What follows belongs to an exercise in optimizing a design on an open flow for a short achievable clock period and few clock cycles; a production flow would make more cautious choices. Only simulation tests tie the RTL to the original design; equivalence was not proved. Some runs may be left out. An edit can pass the tests and still lose a function that they never use. Power is estimated from default activity; no workload was simulated.

`flow/config.mk`:
```
export PLATFORM = sky130hd
export DESIGN_NAME = processor
export DESIGN_NICKNAME = processor
export VERILOG_FILES = /design/flow/design.v
export SDC_FILE = /design/flow/constraint.sdc
export NUM_CORES = 4
export LEC_CHECK = 0
export CAP_MARGIN = 20
export CORE_MARGIN = 2
export CORE_UTILIZATION = 25
export PLACE_DENSITY = 0.5
export SLEW_MARGIN = 20
```
`flow/constraint.sdc`:
```
create_clock -name core_clock -period 50.0 [get_ports {clk}]
set_input_delay 10.0000 -clock core_clock [delete_from_list [all_inputs] [get_ports {clk}]]
set_output_delay 10.0000 -clock core_clock [all_outputs]
set_load 0.01 [all_outputs]
```
`flow/design.v`:
```
module alu_64 (op, a, b, alu_out, alu_of);
input  [64:1]a,b;
input [2:1]op;
output [64:1]alu_out;
output alu_of;
wire [64:1] out0;
wire [64:1] out1;
wire [64:1] out2;
wire of0;
wire [64:1] int0;
wire [64:1] int1;
wire [64:1] int2;
wire [2:1] nop;
not(nop[1],op[1]);
not(nop[2],op[2]);
wire [3:2] con;
and(con[2], nop[1],op[2]);
and(con[3], op[1],op[2]);
add_sub pro1(a, b, out0, op[1], of0);
and_64 pro2(a, b, out1);
xor_64 pro3(a, b, out2);
genvar k;
generate
 	for(k = 1; k <= 64; k = k + 1)
	begin
		and(int0[k],out0[k],nop[2]);
		and(int1[k],out1[k],con[2]);
		and(int2[k],out2[k],con[3]);
 		or(alu_out[k],int2[k],int0[k],int1[k]);
	end
endgenerate
xor(alu_of, of0, 0);
endmodule
module add_sub (inp1, inp2, out, op1, of);  
input  [64:1]inp1,inp2;
output [64:1]out;
wire   [64:1]xc;
wire   [64:0]carry;
output of;
input op1;
genvar i;
xor(carry[0], op1,0);  
generate
 	for(i = 1; i <= 64; i = i + 1)
	begin
 		xor(xc[i], inp2[i], op1);
        full_adder any(inp1[i], xc[i], carry[i-1], carry[i], out[i]);
	end
endgenerate
	assign of = carry[64];
endmodule
module half_adder (A2, B2, S2, C2);
input A2, B2;
output S2, C2;
xor(S2, A2, B2);
and(C2, A2, B2);
endmodule
module full_adder (A1, B1, Cin1, C1, S1);
input A1, B1, Cin1;
output S1, C1;
wire s1, c1, c2;
half_adder half_adder_inst1(A1, B1, s1, c1);
half_adder half_adder_inst2(s1, Cin1, S1, c2);
or(C1, c1, c2);
endmodule
module and_64 (inp1a, inp2a, outa);
input  [64:1]inp1a,inp2a;
output [64:1]outa;
genvar i;
generate
 	for(i = 1; i<=64;i = i+1)
    begin
 		and(outa[i],inp1a[i],inp2a[i]);
	end
	endgenerate
endmodule
module xor_64 (inp1b, inp2b, outb);
input  [64:1]inp1b,inp2b;
output [64:1]outb;
genvar i;
generate
 	for( i = 1; i<=64;i = i+1)
    begin
 		xor(outb[i],inp1b[i],inp2b[i]);
	end
	endgenerate
endmodule
module fetch (PC, instr, icode, ifun, rA, rB, valC, valP, instr_valid, hlt);
input  [63:0] PC;
input  [79:0] instr;           
output [3:0]  icode, ifun;
output [3:0]  rA, rB;
output reg [63:0] valC;
output [63:0] valP;
output instr_valid, hlt;
wire need_regids, need_valC;
assign icode = instr[7:4];
assign ifun  = instr[3:0];
assign rA    = need_regids ? instr[15:12] : 4'hF;
assign rB    = need_regids ? instr[11:8]  : 4'hF;
assign instr_valid = (icode <= 4'hB);
assign hlt = (icode == 4'h0);
assign need_regids = (icode == 4'h2) || (icode == 4'h3) || (icode == 4'h4) ||
                     (icode == 4'h5) || (icode == 4'h6) || (icode == 4'hA) ||
                     (icode == 4'hB);
assign need_valC   = (icode == 4'h3) || (icode == 4'h4) || (icode == 4'h5) ||
                     (icode == 4'h7) || (icode == 4'h8);
always @(*)
begin
  if (need_regids)
    valC = instr[79:16];
  else
    valC = instr[71:8];
end
assign valP = PC + 64'd1 + {62'd0, need_regids} + {60'd0, need_valC, 3'd0};
endmodule
module decode (icode, rA, rB, cnd, srcA, srcB, dstE, dstM);
input  [3:0] icode;
input  [3:0] rA, rB;
input  cnd;
output reg [3:0] srcA, srcB, dstE, dstM;
always @(*)
begin
  case (icode)
    4'h2, 4'h4, 4'h6, 4'hA : srcA = rA;
    4'h9, 4'hB             : srcA = 4'd4;
    default                : srcA = 4'hF;
  endcase
  case (icode)
    4'h4, 4'h5, 4'h6             : srcB = rB;
    4'h8, 4'h9, 4'hA, 4'hB       : srcB = 4'd4;
    default                      : srcB = 4'hF;
  endcase
  case (icode)
    4'h2                   : dstE = cnd ? rB : 4'hF;
    4'h3, 4'h6             : dstE = rB;
    4'h8, 4'h9, 4'hA, 4'hB : dstE = 4'd4;
    default                : dstE = 4'hF;
  endcase
  case (icode)
    4'h5, 4'hB : dstM = rA;
    default    : dstM = 4'hF;
  endcase
end
endmodule
module execute (clk, rst, set_ok, icode, ifun, valA, valB, valC, valE, cnd);
input clk, rst, set_ok;
input  [3:0]  icode, ifun;
input  [63:0] valA, valB, valC;
output [63:0] valE;
output reg cnd;
reg [2:1]  func;
reg [63:0] inp1, inp2;
wire of;
reg [2:0] CC;   
reg zf_n, sf_n, of_n;
alu_64 inst1(func, inp1, inp2, valE, of);
always @(*)
begin
  func = 2'd0;
  inp1 = 64'd0;
  inp2 = 64'd0;
  case (icode)
    4'h2 : inp1 = valA;
    4'h3 : inp1 = valC;
    4'h4, 4'h5 : begin
      inp1 = valB;
      inp2 = valC;
    end
    4'h6 : begin
      func = ifun[1:0];
      inp1 = valB;
      inp2 = valA;
    end
    4'h8, 4'hA : begin
      func = 2'd1;
      inp1 = valB;
      inp2 = 64'd8;
    end
    4'h9, 4'hB : begin
      inp1 = valB;
      inp2 = 64'd8;
    end
    default : ;
  endcase
end
always @(*)
begin
  zf_n = (valE == 64'd0);
  sf_n = valE[63];
  case (ifun[1:0])
    2'd0    : of_n = (inp1[63] == inp2[63]) && (valE[63] != inp1[63]);
    2'd1    : of_n = (inp1[63] != inp2[63]) && (valE[63] != inp1[63]);
    default : of_n = 1'b0;
  endcase
end
always @(posedge clk)
begin
  if (rst)
    CC <= 3'b001;
  else if (set_ok && icode == 4'h6)
    CC <= {of_n, sf_n, zf_n};
end
always @(*)
begin
  case (ifun)
    4'h0 : cnd = 1'b1;
    4'h1 : cnd = (CC[1] ^ CC[2]) | CC[0];
    4'h2 : cnd = CC[1] ^ CC[2];
    4'h3 : cnd = CC[0];
    4'h4 : cnd = !CC[0];
    4'h5 : cnd = !(CC[1] ^ CC[2]);
    4'h6 : cnd = !((CC[1] ^ CC[2]) | CC[0]);
    default : cnd = 1'b0;
  endcase
end
endmodule
module memory (ok, icode, valA, valE, valP, dmem_addr, dmem_wdata, dmem_we);
input  ok;
input  [3:0]  icode;
input  [63:0] valA, valE, valP;
output reg [63:0] dmem_addr, dmem_wdata;
output dmem_we;
assign dmem_we = ok && ((icode == 4'h4) || (icode == 4'hA) || (icode == 4'h8));
always @(*)
begin
  if (icode == 4'h9 || icode == 4'hB)
    dmem_addr = valA;
  else
    dmem_addr = valE;
  if (icode == 4'h8)
    dmem_wdata = valP;
  else
    dmem_wdata = valA;
end
endmodule
module write_back(clk, we, srcA, srcB, valA, valB, dstE, valE, dstM, valM);
input  clk, we;
input  [3:0] srcA, srcB, dstE, dstM;
input  [63:0] valE, valM;
output [63:0] valA, valB;
reg [63:0] reg_file[0:14];
assign valA = (srcA == 4'hF) ? 64'd0 : reg_file[srcA];
assign valB = (srcB == 4'hF) ? 64'd0 : reg_file[srcB];
integer i;
always @(posedge clk)
  begin
    if (we)
      for (i = 0; i < 15; i = i + 1)
        if (dstM == i)
          reg_file[i] <= valM;
        else if (dstE == i)
          reg_file[i] <= valE;
  end
endmodule
module pc_update(icode, cond, valC, valM, valP, PC_new);
input cond;
input [3:0] icode;
input [63:0] valC;
input [63:0] valM;
input [63:0] valP;
output reg [63:0] PC_new;
always@(*)
    begin
        if(icode==4'b0111)  
        begin
            if(cond==1'b1)
                PC_new = valC;
            else
                PC_new = valP;
        end
        else if(icode==4'b1000)  
        begin
            PC_new = valC;
        end
        else if(icode==4'b1001)  
        begin
            PC_new = valM;
        end
        else
        begin
            PC_new = valP;
        end
    end
endmodule
module processor(clk, rst, imem_addr, imem_data, dmem_addr, dmem_wdata, dmem_we,
                 dmem_rdata, stat);
input  clk, rst;
output [63:0] imem_addr;
input  [79:0] imem_data;
output [63:0] dmem_addr, dmem_wdata;
output dmem_we;
input  [63:0] dmem_rdata;
output [2:0] stat;
reg [63:0] PC;
reg [2:0]  stat_r;    
wire [3:0] icode, ifun, rA, rB;
wire [63:0] valC, valP;
wire [63:0] valA, valB, valE;
wire [63:0] valM;
wire [3:0] srcA, srcB, dstE, dstM;
wire cnd;
wire halt, instr_valid;
wire [63:0] PC_new;
wire ok = (stat_r == 3'd1) && instr_valid && !halt;
fetch F1(PC, imem_data, icode, ifun, rA, rB, valC, valP, instr_valid, halt);
decode D1(icode, rA, rB, cnd, srcA, srcB, dstE, dstM);
write_back W1(clk, ok, srcA, srcB, valA, valB, dstE, valE, dstM, valM);
execute E1(clk, rst, ok, icode, ifun, valA, valB, valC, valE, cnd);
memory M1(ok, icode, valA, valE, valP, dmem_addr, dmem_wdata, dmem_we);
pc_update P1(icode, cnd, valC, valM, valP, PC_new);
assign valM = dmem_rdata;
assign imem_addr = PC;
assign stat = stat_r;
always @(posedge clk)
begin
    if (rst) begin
        PC <= 64'd0;
        stat_r <= 3'd1;
    end
    else if (stat_r == 3'd1) begin
        if (!instr_valid)
            stat_r <= 3'd4;
        else if (halt)
            stat_r <= 3'd2;
        else
            PC <= PC_new;
    end
end
endmodule
```
`flow/run.sh`:
```
#!/bin/bash
# synth_recipe.tcl (not shown) runs the flow's synth.tcl, then flattens the netlist and writes it again
# the make line also repeats each setting of config.mk as NAME=value (left out here)
make -C /OpenROAD-flow-scripts/flow DESIGN_CONFIG=/design/flow/config.mk WORK_HOME=/design/flow/orfs CLKGATE_MAP_FILE= SYNTH_SCRIPT=/design/flow/synth_recipe.tcl finish
```
==> flow_metrics.py, run 1 <==
metrics = {
    "logic_synthesis": {
        "syn_area_per_cell_sq_um": 9.34,
        "synth.area.top_cells": "edfxtp_1, o21ai_0, nand2_1, a22oi_1, clkbuf_1",
        "netlist-cell-type-count": 84,
    },
    "floorplan": {
        "initial_core_util_pct": 25.2,
        "core_area_sq_um": 252000,
        "die_height_microns": 507,
    },
    "detailed_routing": {
        "ant_nets": 0,
        "drt_iter0_drc": 13400,
    },
    "setup_path": {
        "start_kind": "input pin",
        "cp_max_fo": 4,
    },
    "clocking": {
        "cts-root-buf": "clkbuf_16",
        "clkLatencyLatePin_ns": 0.80,
        "ctsHtreeMaxLevel": 3,
    },
    "sta": {
        "max_freq_mhz": 20.3,
        "rsz0062_at_grt": "no",
        "fin_worst_skew_ns": 0.0411,
        "drv_slew": 0,
    },
    "run_status": {
        "status": "timing/DRC/antenna clean",
    },
    "pwr": {
        "cellPowerDensity_nw_per_um2": 32.6,
        "p_leak_uw": 0.0243,
    },
    "cells_and_area": {
        "post-route-util_pct": 30.6,
        "area_delta_synth_final_pct": 21.6,
        "layout.nets": 7312,
        "finalInstanceArea_sq_um": 77000,
    },
    "global_route": {
        "grt_max_degree": 125,
        "track_usage_pct": 29.5,
        "antenna_found_initial": 46,
    },
    "placement": {
        "gp_congestion": 1.00,
        "place_area_sq_um": 73200,
    },
}
Testbench counts for the RTL of run 1, summed over its fixed seeds: cycles 16,182.
-- run 1: metal layers --
layer  share of wire, %  wire length (microns)  GRT usage (%)
met1                 37                 146000           37.3
met2                 41                 161000           42.3
met3                 16                  62400           11.9
met4                6.6                  26300           16.7
met5              0.078                    310          0.333
-- run 1: layout make-up --
type | instances | area, sq um
inverters | 92 | 345
well taps | 3348 | 4190
repair buffers | 886 | 7690
clock buffers | 134 | 2910
flip-flops and latches | 1030 | 30200
fillers | 25900 | 175000
diodes | 15 | 37.5
multi-input cells | 4916 | 30900
clock inverters | 72 | 701
-- run 1: cells by family (layout without fill, tap and decap cells) --
| logic type | after synthesis | count (layout) | synth area share (%) |
|---|---|---|---|
| DFF | 1030 | 1030 | 47.7 |
| buffers and inverters | 834 | 1184 | 4.98 |
| AOI/OAI and AO/OA | 2565 | 2565 | 26.1 |
| xor gates and xnor gates | 128 | 128 | 1.77 |
| other | 0 | 15 | 0 |
| and+or+nand+nor | 1885 | 1885 | 12.6 |
| adders and majority gates | 129 | 129 | 3.28 |
| muxes | 209 | 209 | 3.45 |
-- run 1: power by group --
part	switching, uW	total (uW)	internal, uW
sequential	20.7	1040	1020
clock	391	865	474
combinational	411	612	201
-- run 1: sequential cells by signal, indices dropped and copies added, names as in the netlist --
signal,flops
stat_r,3
PC,64
W1.reg_file,960
E1.CC,3
-- run 1: cell usage after synthesis (5+ instances only) --
master,n
nor2b_1,15
a31oi_1,16
o21ai_1,77
a31o_2,9
buf_1,50
o2bb2ai_1,5
o211ai_1,25
o211a_1,10
fa_1,62
edfxtp_1,960
a221o_1,8
and3_1,17
o221ai_1,131
mux2_2,73
a21o_1,15
a22o_1,50
and2_1,12
nor4_1,14
o21ai_0,1130
a221oi_1,100
buf_2,20
a32oi_1,11
xor2_1,34
inv_1,90
nor2_1,254
nand2_1,1192
or2_2,6
a2111oi_0,6
dfxtp_1,70
nand4_1,140
o221a_2,5
o22a_1,58
ha_1,67
mux2i_1,135
nor3_1,28
a211oi_1,17
and4_1,8
xnor2_1,94
a22oi_1,578
a222oi_1,76
o22ai_1,6
clkbuf_1,672
nand3_1,153
nand2b_1,22
a21oi_1,191
-- run 1: worst max-delay path by stage --
stage,startpoint,endpoint,depth (start not counted)
2_1_floorplan,imem_data[6],dmem_addr[63],80
3_3_place_gp,imem_data[6],dmem_addr[63],82
3_5_place_dp,imem_data[15],dmem_addr[63],83
4_1_cts,imem_data[6],dmem_addr[63],82
5_1_grt,imem_data[6],dmem_addr[63],82
6_report,imem_data[14],dmem_addr[63],79
-- run 1: repair_timing --
action                                  CTS  global route
endpoints found under the setup margin    5             3
resized for setup                        28            19
buffers inserted                          4             4
pin swaps                                 9            11
-- run 1: worst max-delay path, delay by kind of cell --
| family | cells | cell delay [ns] |
|---|---|---|
| adder cells (fa/ha/maj) | 62 | 25.45 |
| XOR/XNOR | 3 | 0.42 |
| AO/OA/AOI/OAI | 7 | 1.68 |
| AND/OR/NAND/NOR | 3 | 0.66 |
| buffers and inverters | 3 | 0.77 |
| multiplexers | 1 | 0.33 |
-- run 1: per-stage QoR --
| stage | worst slack [ns] | setup TNS, ns |
|---|---|---|
| after global routing | 0.0555 | 0 |
| after floorplan | 0.0380 | 0 |
| final | 0.668 | 0 |
| after CTS | 0.0530 | 0 |
| after global placement | -1.83 | -4.65 |
| after detailed placement | -1.84 | -4.66 |
### Signal wires on met1, run 1

Scale: 1 px per micron.
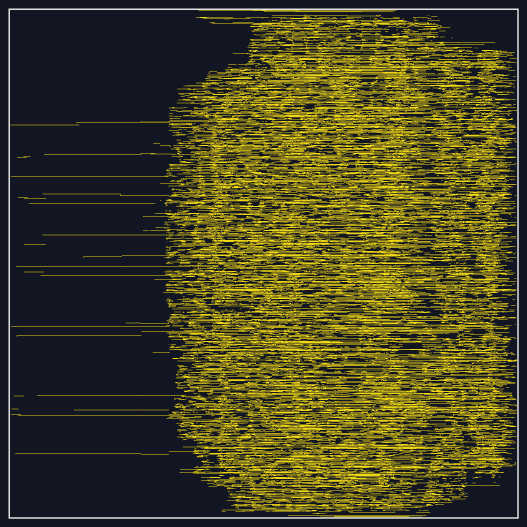
nets with wire on the layer: 6889
share of all routed wire: 37%
wire length on this layer: 146 mm
GR Util met1: 37.3%
via count: 65000
final wirelength: 397000 microns

### M2 wires, run 1

Scale: 1 px per micron.
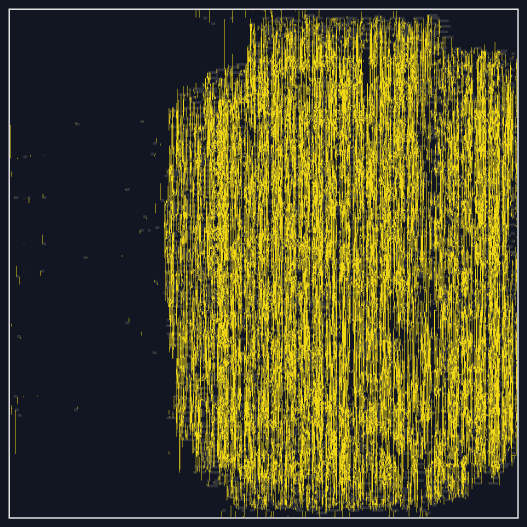
share of all routed wire: 41%
nets with wire on the layer: 5672
main direction: vertical
M2 GR Usage: 42.3%

### The metal 3 layer, run 1

Scale: 1 px per micron.
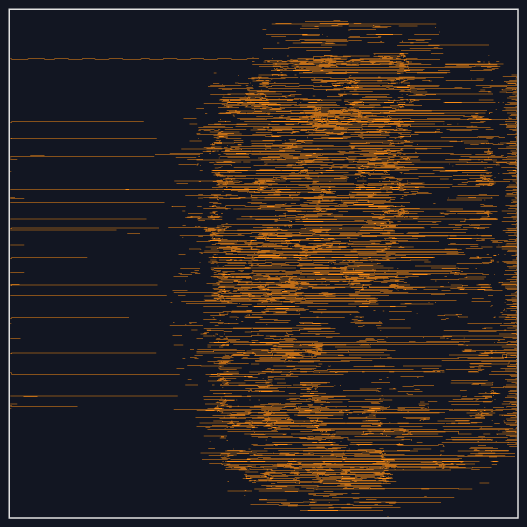
main direction: horizontal
wire length on this layer: 62.4 mm
longest straight run: 279 microns
met3 GRT Util: 11.9%

--- run 2 (changed files replaced; the others as in run 1) ---
==> flow/design.v <==
module processor(clk, rst, imem_addr, imem_data, dmem_addr, dmem_wdata, dmem_we,
                 dmem_rdata, stat);
input  clk, rst;
output [63:0] imem_addr;
input  [79:0] imem_data;
output [63:0] dmem_addr, dmem_wdata;
output dmem_we;
input  [63:0] dmem_rdata;
output [2:0] stat;
localparam [3:0] RNONE = 4'hF;
localparam [3:0] RSP   = 4'h4;
function cond;
  input [3:0] f;
  input z, s, o;
  begin
    case (f)
      4'h0 : cond = 1'b1;
      4'h1 : cond = (s ^ o) | z;
      4'h2 : cond = s ^ o;
      4'h3 : cond = z;
      4'h4 : cond = !z;
      4'h5 : cond = !(s ^ o);
      4'h6 : cond = !((s ^ o) | z);
      default : cond = 1'b0;
    endcase
  end
endfunction
reg [63:0] fpc;
reg [2:0]  stat_r;
reg        zf, sf, of;
reg        wait_ret;       
reg        e_v;            
reg        e_retdone;      
reg [79:0] ir;
reg [63:0] e_ra;           
reg [63:0] m_addr, m_wdata;
reg        m_we, m_ret;
reg [3:0]  m_dst;          
reg [63:0] w_data;
reg [3:0]  w_dst;
wire run = (stat_r == 3'd1);
wire [3:0]  e_icode = ir[7:4];
wire [3:0]  e_ifun  = ir[3:0];
wire [3:0]  e_rA    = ir[15:12];
wire [3:0]  e_rB    = ir[11:8];
wire [63:0] e_valC  = ir[79:16];
wire e_cnd = cond(e_ifun, zf, sf, of);
reg [3:0] srcA, srcB, dstE, dstM;
always @(*) begin
  case (e_icode)
    4'h2, 4'h4, 4'h6, 4'hA : srcA = e_rA;
    4'h9, 4'hB             : srcA = RSP;
    default                : srcA = RNONE;
  endcase
  case (e_icode)
    4'h4, 4'h5, 4'h6       : srcB = e_rB;
    4'h8, 4'h9, 4'hA, 4'hB : srcB = RSP;
    default                : srcB = RNONE;
  endcase
  case (e_icode)
    4'h2                   : dstE = e_cnd ? e_rB : RNONE;
    4'h3, 4'h6             : dstE = e_rB;
    4'h8, 4'h9, 4'hA, 4'hB : dstE = RSP;
    default                : dstE = RNONE;
  endcase
  case (e_icode)
    4'h5, 4'hB : dstM = e_rA;
    default    : dstM = RNONE;
  endcase
end
wire [63:0] rfo [0:15];
assign rfo[15] = 64'd0;
wire stall = e_v && (m_dst != RNONE) && (srcA == m_dst || srcB == m_dst);
wire e_fire = run && e_v && !stall;
wire [3:0] e_wdst = e_fire ? dstE : RNONE;
wire [63:0] valA = (srcA != RNONE && srcA == w_dst) ? w_data : rfo[srcA];
wire [63:0] valB = (srcB != RNONE && srcB == w_dst) ? w_data : rfo[srcB];
reg  [63:0] aluY;
reg         sub;
always @(*) begin
  case (e_icode)
    4'h4, 4'h5 : aluY = e_valC;
    4'h6       : aluY = valA;
    default    : aluY = 64'd8;
  endcase
  sub = (e_icode == 4'h6 && e_ifun[1:0] == 2'd1) || e_icode == 4'h8 || e_icode == 4'hA;
end
wire [63:0] aluYs = sub ? ~aluY : aluY;
wire [63:0] sum   = valB + aluYs + {63'd0, sub};
reg [63:0] valE;
always @(*) begin
  case (e_icode)
    4'h2 : valE = valA;
    4'h3 : valE = e_valC;
    4'h6 : case (e_ifun[1:0])
             2'd2    : valE = valB & valA;
             2'd3    : valE = valB ^ valA;
             default : valE = sum;
           endcase
    default : valE = sum;
  endcase
end
wire zf_n = (valE == 64'd0);
wire sf_n = valE[63];
wire of_n = !e_ifun[1] && (valB[63] == aluYs[63]) && (sum[63] != valB[63]);
wire e_setcc = e_v && e_icode == 4'h6;
wire cz = e_setcc ? zf_n : zf;
wire cs = e_setcc ? sf_n : sf;
wire co = e_setcc ? of_n : of;
wire e_mem = e_v && (e_icode == 4'h4 || e_icode == 4'h5 || e_icode == 4'h8 ||
                     e_icode == 4'h9 || e_icode == 4'hA || e_icode == 4'hB);
wire [63:0] e_maddr  = (e_icode == 4'h9 || e_icode == 4'hB) ? valA : valE;
wire [63:0] e_mwdata = (e_icode == 4'h8) ? e_ra : valA;
wire e_mwe  = (e_icode == 4'h4 || e_icode == 4'h8 || e_icode == 4'hA);
wire e_mret = (e_icode == 4'h9) && !e_retdone;
wire [63:0] rsp_cur = (e_v && dstE == RSP) ? valE :
                      (w_dst == RSP) ? w_data : rfo[RSP];
genvar gi;
generate
  for (gi = 0; gi < 15; gi = gi + 1) begin : RF
    reg [63:0] q;
    always @(posedge clk)
      if (e_wdst == gi)
        q <= valE;
      else if (w_dst == gi)
        q <= w_data;
    assign rfo[gi] = q;
  end
endgenerate
wire [3:0] f_icode = imem_data[7:4];
wire [3:0] f_ifun  = imem_data[3:0];
wire f_regids = (f_icode == 4'h2) || (f_icode == 4'h3) || (f_icode == 4'h4) ||
                (f_icode == 4'h5) || (f_icode == 4'h6) || (f_icode == 4'hA) ||
                (f_icode == 4'hB);
wire f_valc   = (f_icode == 4'h3) || (f_icode == 4'h4) || (f_icode == 4'h5) ||
                (f_icode == 4'h7) || (f_icode == 4'h8);
wire [63:0] pc1  = fpc + 64'd1;
wire [63:0] pc2  = fpc + 64'd2;
wire [63:0] pc9  = fpc + 64'd9;
wire [63:0] pc10 = fpc + 64'd10;
wire [63:0] f_seq = f_valc ? (f_regids ? pc10 : pc9) : (f_regids ? pc2 : pc1);
wire f_taken = (f_icode == 4'h8) || (f_icode == 4'h7 && cond(f_ifun, cz, cs, co));
wire [63:0] f_next = f_taken ? imem_data[71:8] : f_seq;
wire accept = run && !stall && !wait_ret;
wire early_ret = accept && (f_icode == 4'h9) && !e_mem && (m_dst != RSP);
always @(posedge clk) begin
  if (rst) begin
    fpc      <= 64'd0;
    stat_r   <= 3'd1;
    zf       <= 1'b1;
    sf       <= 1'b0;
    of       <= 1'b0;
    wait_ret <= 1'b0;
    e_v      <= 1'b0;
    m_we     <= 1'b0;
    m_ret    <= 1'b0;
    m_dst    <= RNONE;
    w_dst    <= RNONE;
  end else if (run) begin
    if (wait_ret) begin
      if (!stall)
        e_v <= 1'b0;
      if (m_ret) begin
        fpc      <= dmem_rdata;
        wait_ret <= 1'b0;
      end
    end else if (!stall) begin
      ir        <= imem_data;
      e_v       <= 1'b1;
      e_retdone <= early_ret;
      e_ra      <= pc9;
      fpc       <= f_next;
      if (f_icode == 4'h9)
        wait_ret <= 1'b1;
    end
    if (e_fire && e_icode == 4'h6) begin
      zf <= zf_n;
      sf <= sf_n;
      of <= of_n;
    end
    if (e_fire && e_icode == 4'h0)
      stat_r <= 3'd2;
    else if (e_fire && e_icode >= 4'hC)
      stat_r <= 3'd4;
    if (early_ret) begin
      m_addr <= rsp_cur;
      m_we   <= 1'b0;
      m_ret  <= 1'b1;
      m_dst  <= RNONE;
    end else if (e_fire) begin
      m_addr  <= e_maddr;
      m_wdata <= e_mwdata;
      m_we    <= e_mwe;
      m_ret   <= e_mret;
      m_dst   <= dstM;
    end else begin
      m_we  <= 1'b0;
      m_ret <= 1'b0;
      m_dst <= RNONE;
    end
    w_data <= dmem_rdata;
    w_dst  <= (m_dst == e_wdst) ? RNONE : m_dst;
  end else begin
    m_we  <= 1'b0;
    m_ret <= 1'b0;
  end
end
assign imem_addr  = fpc;
assign dmem_addr  = m_addr;
assign dmem_wdata = m_wdata;
assign dmem_we    = m_we;
assign stat       = stat_r;
endmodule
### The metal 3 layer, run 2

Scale: 1 px per micron.
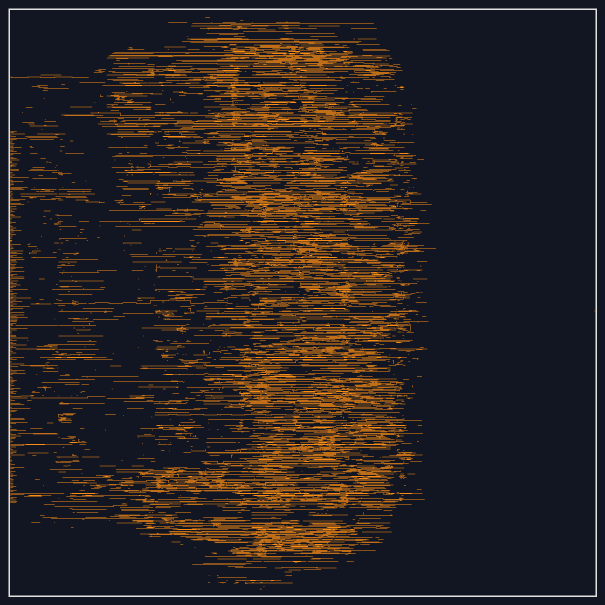
share of all routed wire: 14%
main direction: horizontal
nets with wire on the layer: 1698

### M2 wires, run 2

Scale: 1 px per micron.
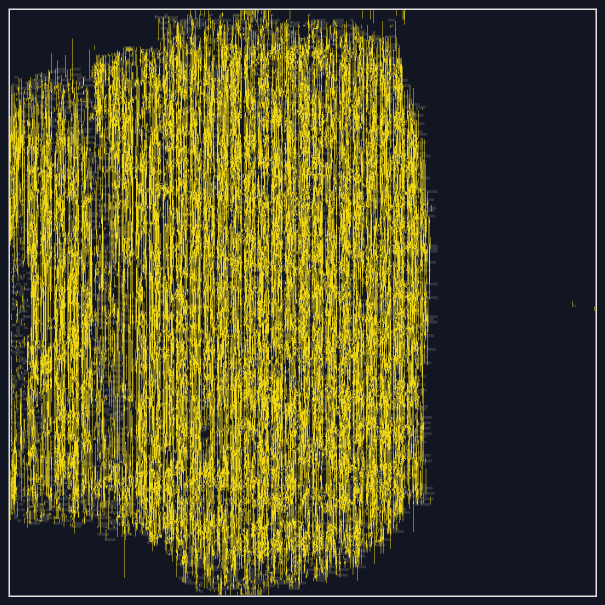
wire length on this layer: 220 mm
main direction: vertical
nets with wire on the layer: 7473
share of all routed wire: 41%
longest straight run: 218 microns
via count: 86900
M2 GR Usage: 43.6%

### Supply voltage drop heat map, run 2

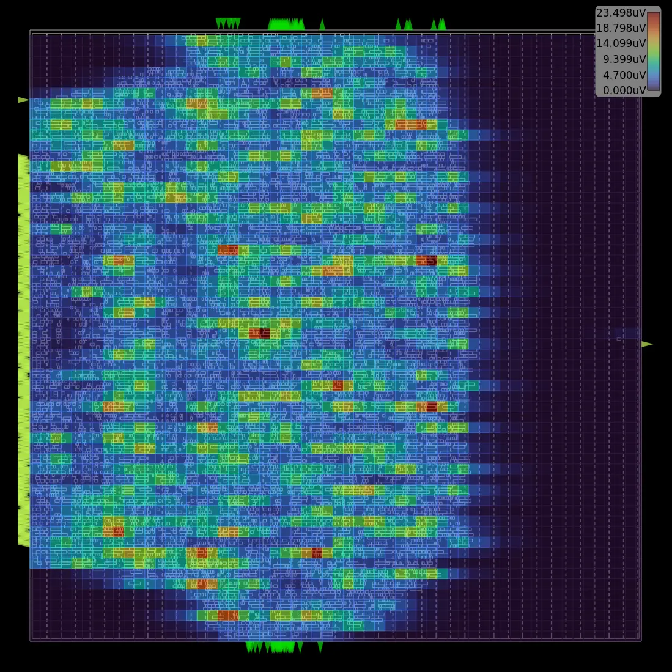
sw power: 1620 uW
Cell Pwr Density: 41.1 nW/um^2
total power: 4060 uW
Pint: 2450 uW

==> run 2 against run 1 <==
  * Critical path depth decreased by 44
  * Clock skew increased by 0.032 ns
  * Setup slack improved by 35 ns
  * Cell count increased by 32%
  * Sequential power increased by 45%
  * Global-route usage increased by 0.69 points
  * Critical endpoint is now fpc[31]$_SDFFE_PP0P_
  * Largest cell class unchanged
  * Largest power group unchanged
==> flow_metrics.py, run 2 <==
metrics = {
    "sta": {
        "drv_slew": 0,
        "holdWs_ns": 0.512,
        "rsz0062_at_grt": "no",
        "period_needed_ns": 14.05,
        "tns_ns": 0,
        "max_freq_mhz": 71.2,
        "fin_worst_skew_ns": 0.0728,
    },
    "clocking": {
        "ctsHtreeMaxLevel": 4,
        "post_cts_buffers": 0,
        "clkLatencyLatePin_ns": 0.89,
        "cts-root-buf": "clkbuf_16",
        "ctsHoldBuffers": 0,
        "ctsResizeCount": 0,
    },
    "logic_synthesis": {
        "synth_common_cells": "nand2_1, edfxtp_1, o21ai_0",
        "synth.area.top_cells": "edfxtp_1, o21ai_0, nand2_1, a22oi_1, dfxtp_1",
        "synth.most_common_cell": "nand2_1",
        "netlist-cell-type-count": 112,
        "synthCells": 9226,
        "syn_area_per_cell_sq_um": 9.16,
        "ys_async_sr_fraction_pct": 0,
    },
    "setup_path": {
        "cp_slowest_cell": "o2111a_1",
        "start_kind": "flip-flop",
        "cp.required_ns": 50.77,
        "critical-path-max-stage-delay_ns": 0.82,
        "critPathLaunch": "ir[13]$_DFFE_PP_",
        "cp_max_fo": 85,
        "reg2reg_depth": 35,
        "regToRegSetupSlack_ns": 35.95,
        "r2r_end": "fpc[31]$_SDFFE_PP0P_",
        "crit_path_frequent_cell": "buf_4",
    },
    "cells_and_area": {
        "area_delta_synth_final_pct": 17.0,
        "biggestRegsByFlops": "RF.q: 960 flops, ir: 80 flops",
        "layout.nets": 9417,
        "final_common_cell": "nand2_1",
        "largest_reg_flops": 960,
        "top_register": "RF.q",
    },
    "hold_path": {
        "hp-start": "e_ra[26]$_DFFE_PP_",
        "worstHoldPathCells": 1,
        "hold_path_end": "m_wdata[26]$_DFFE_PP_",
    },
    "floorplan": {
        "die_height_microns": 585,
        "core_area_sq_um": 337000,
        "dieArea_sq_um": 343000,
        "initial_core_util_pct": 25.1,
        "row_count": 213,
        "io_pins": 342,
    },
    "detailed_routing": {
        "drt_iter0_drc": 16400,
        "ant_nets": 0,
        "routedWlPerCell_microns": 39.1,
        "wl_microns": 539000,
    },
    "global_route": {
        "track_usage_pct": 30.2,
        "antenna_found_initial": 46,
        "grt_pass1_wl_microns": 713000,
        "grt_pass1_vias": 79800,
        "grt_max_degree": 128,
    },
    "placement": {
        "gp_congestion": 0.997,
    },
    "pwr": {
        "p_leak_uw": 0.0354,
    },
    "run_status": {
        "status": "timing/DRC/antenna clean",
    },
    "flow_run": {
        "drv_cap": 0,
    },
}
Testbench counts for the RTL of run 2, summed over its fixed seeds: cycles 16,780.
==> run 2: stage by stage <==
stage / cell area [sq um] / cells / util, % / worst slack, ns
5_1_grt: 98800 / 13800 / 29.4 / 35.96
3_3_place_gp: 93500 / 13500 / 27.8 / 35.77
3_5_place_dp: 93500 / 13500 / 27.8 / 35.90
2_1_floorplan: 84500 / 9226 / - / 31.67
4_1_cts: 98800 / 13800 / 29.3 / 36.77
6_report: 98900 / 13800 / 29.4 / 35.95
==> run 2: area by class of cell <==
cell class / instances / area (sq um)
antenna: 22 / 55.1
clock buffer: 211 / 4470
clock inverter: 78 / 797
fill: 35100 / 238000
inverter: 76 / 290
multi-input combinational: 6812 / 41400
sequential: 1379 / 39900
tap: 4515 / 5650
timing repair buffer: 711 / 6300
==> run 2: report_power, final <==
group	total [uW]	switching [uW]	leakage, uW	internal, uW
Clock	1240	537	0.00259	707
Sequential	1510	133	0.0125	1380
Combinational	1310	947	0.0203	360
==> run 2: cells by family after synthesis <==
group / synth area share [%]
mux: 4.33
simple gates: 15.0
buf+inv: 4.76
flops: 47.3
compound gates: 24.4
fa+ha+maj: 1.94
xor+xnor: 2.33
==> run 2: worst max path at each step <==
stage | endpoint | slack (ns) | depth (start not counted)
2_1_floorplan | m_addr[0]$_DFFE_PP_ | 31.67 | 3
3_3_place_gp | fpc[56]$_SDFFE_PP0P_ | 35.77 | 18
3_5_place_dp | fpc[56]$_SDFFE_PP0P_ | 35.90 | 18
4_1_cts | fpc[56]$_SDFFE_PP0P_ | 36.77 | 18
5_1_grt | fpc[31]$_SDFFE_PP0P_ | 35.96 | 33
6_report | fpc[31]$_SDFFE_PP0P_ | 35.95 | 35
==> run 2: critical path, delay by kind of cell (launching register included) <==
| kind | cells | cell delay [ns] |
|---|---|---|
| and+or+nand+nor | 14 | 5.49 |
| AOI/OAI and AO/OA | 11 | 3.83 |
| buffers and inverters | 8 | 3.40 |
| adders and majority gates | 1 | 0.42 |
| DFF | 1 | 0.32 |
| xor gates and xnor gates | 1 | 0.17 |
==> run 2: per-layer routing <==
layer / up-vias / GRT usage (%) / routed length [microns]
met5: - / 0 / 176
met4: 26 / 23.1 / 50000
met3: 2045 / 9.44 / 73800
met2: 7966 / 43.6 / 220000
met1: 42400 / 37.3 / 195000
li1: 34500 / - / -

[static timing again, ports no longer ideal]
The flow's constraints put no driver on any port. The routed layouts listed below were extracted and timed again, unchanged, in two steps. Step 1 assumes that a clkbuf_16 drives the clock port and a buf_2 every other input. Step 2 adds t to the input delays and takes it off the output delays; t is the mean of the earliest and latest rising clock arrival at the registers after step 1. Input paths then give back, and output paths get back, about the clock's delay inside the block. a / b / c = no drivers / after step 1 / after step 2; a / b = the first two.
run | shift t [ns] | slack for setup (ns) | worst setup path after step 2 | clock arrival spread, ns
run 1 | 0.881 | 0.668 / 0.518 / 0.518 | input to output | 0.041 / 0.041
run 2 | 0.955 | 35.946 / 35.946 / 35.742 | input to register | 0.073 / 0.072
After both steps setup and hold are still met in every run listed. For run 2, which loses most, drivers alone change the setup slack by 0.000 ns; drivers and shift together by -0.204 ns.
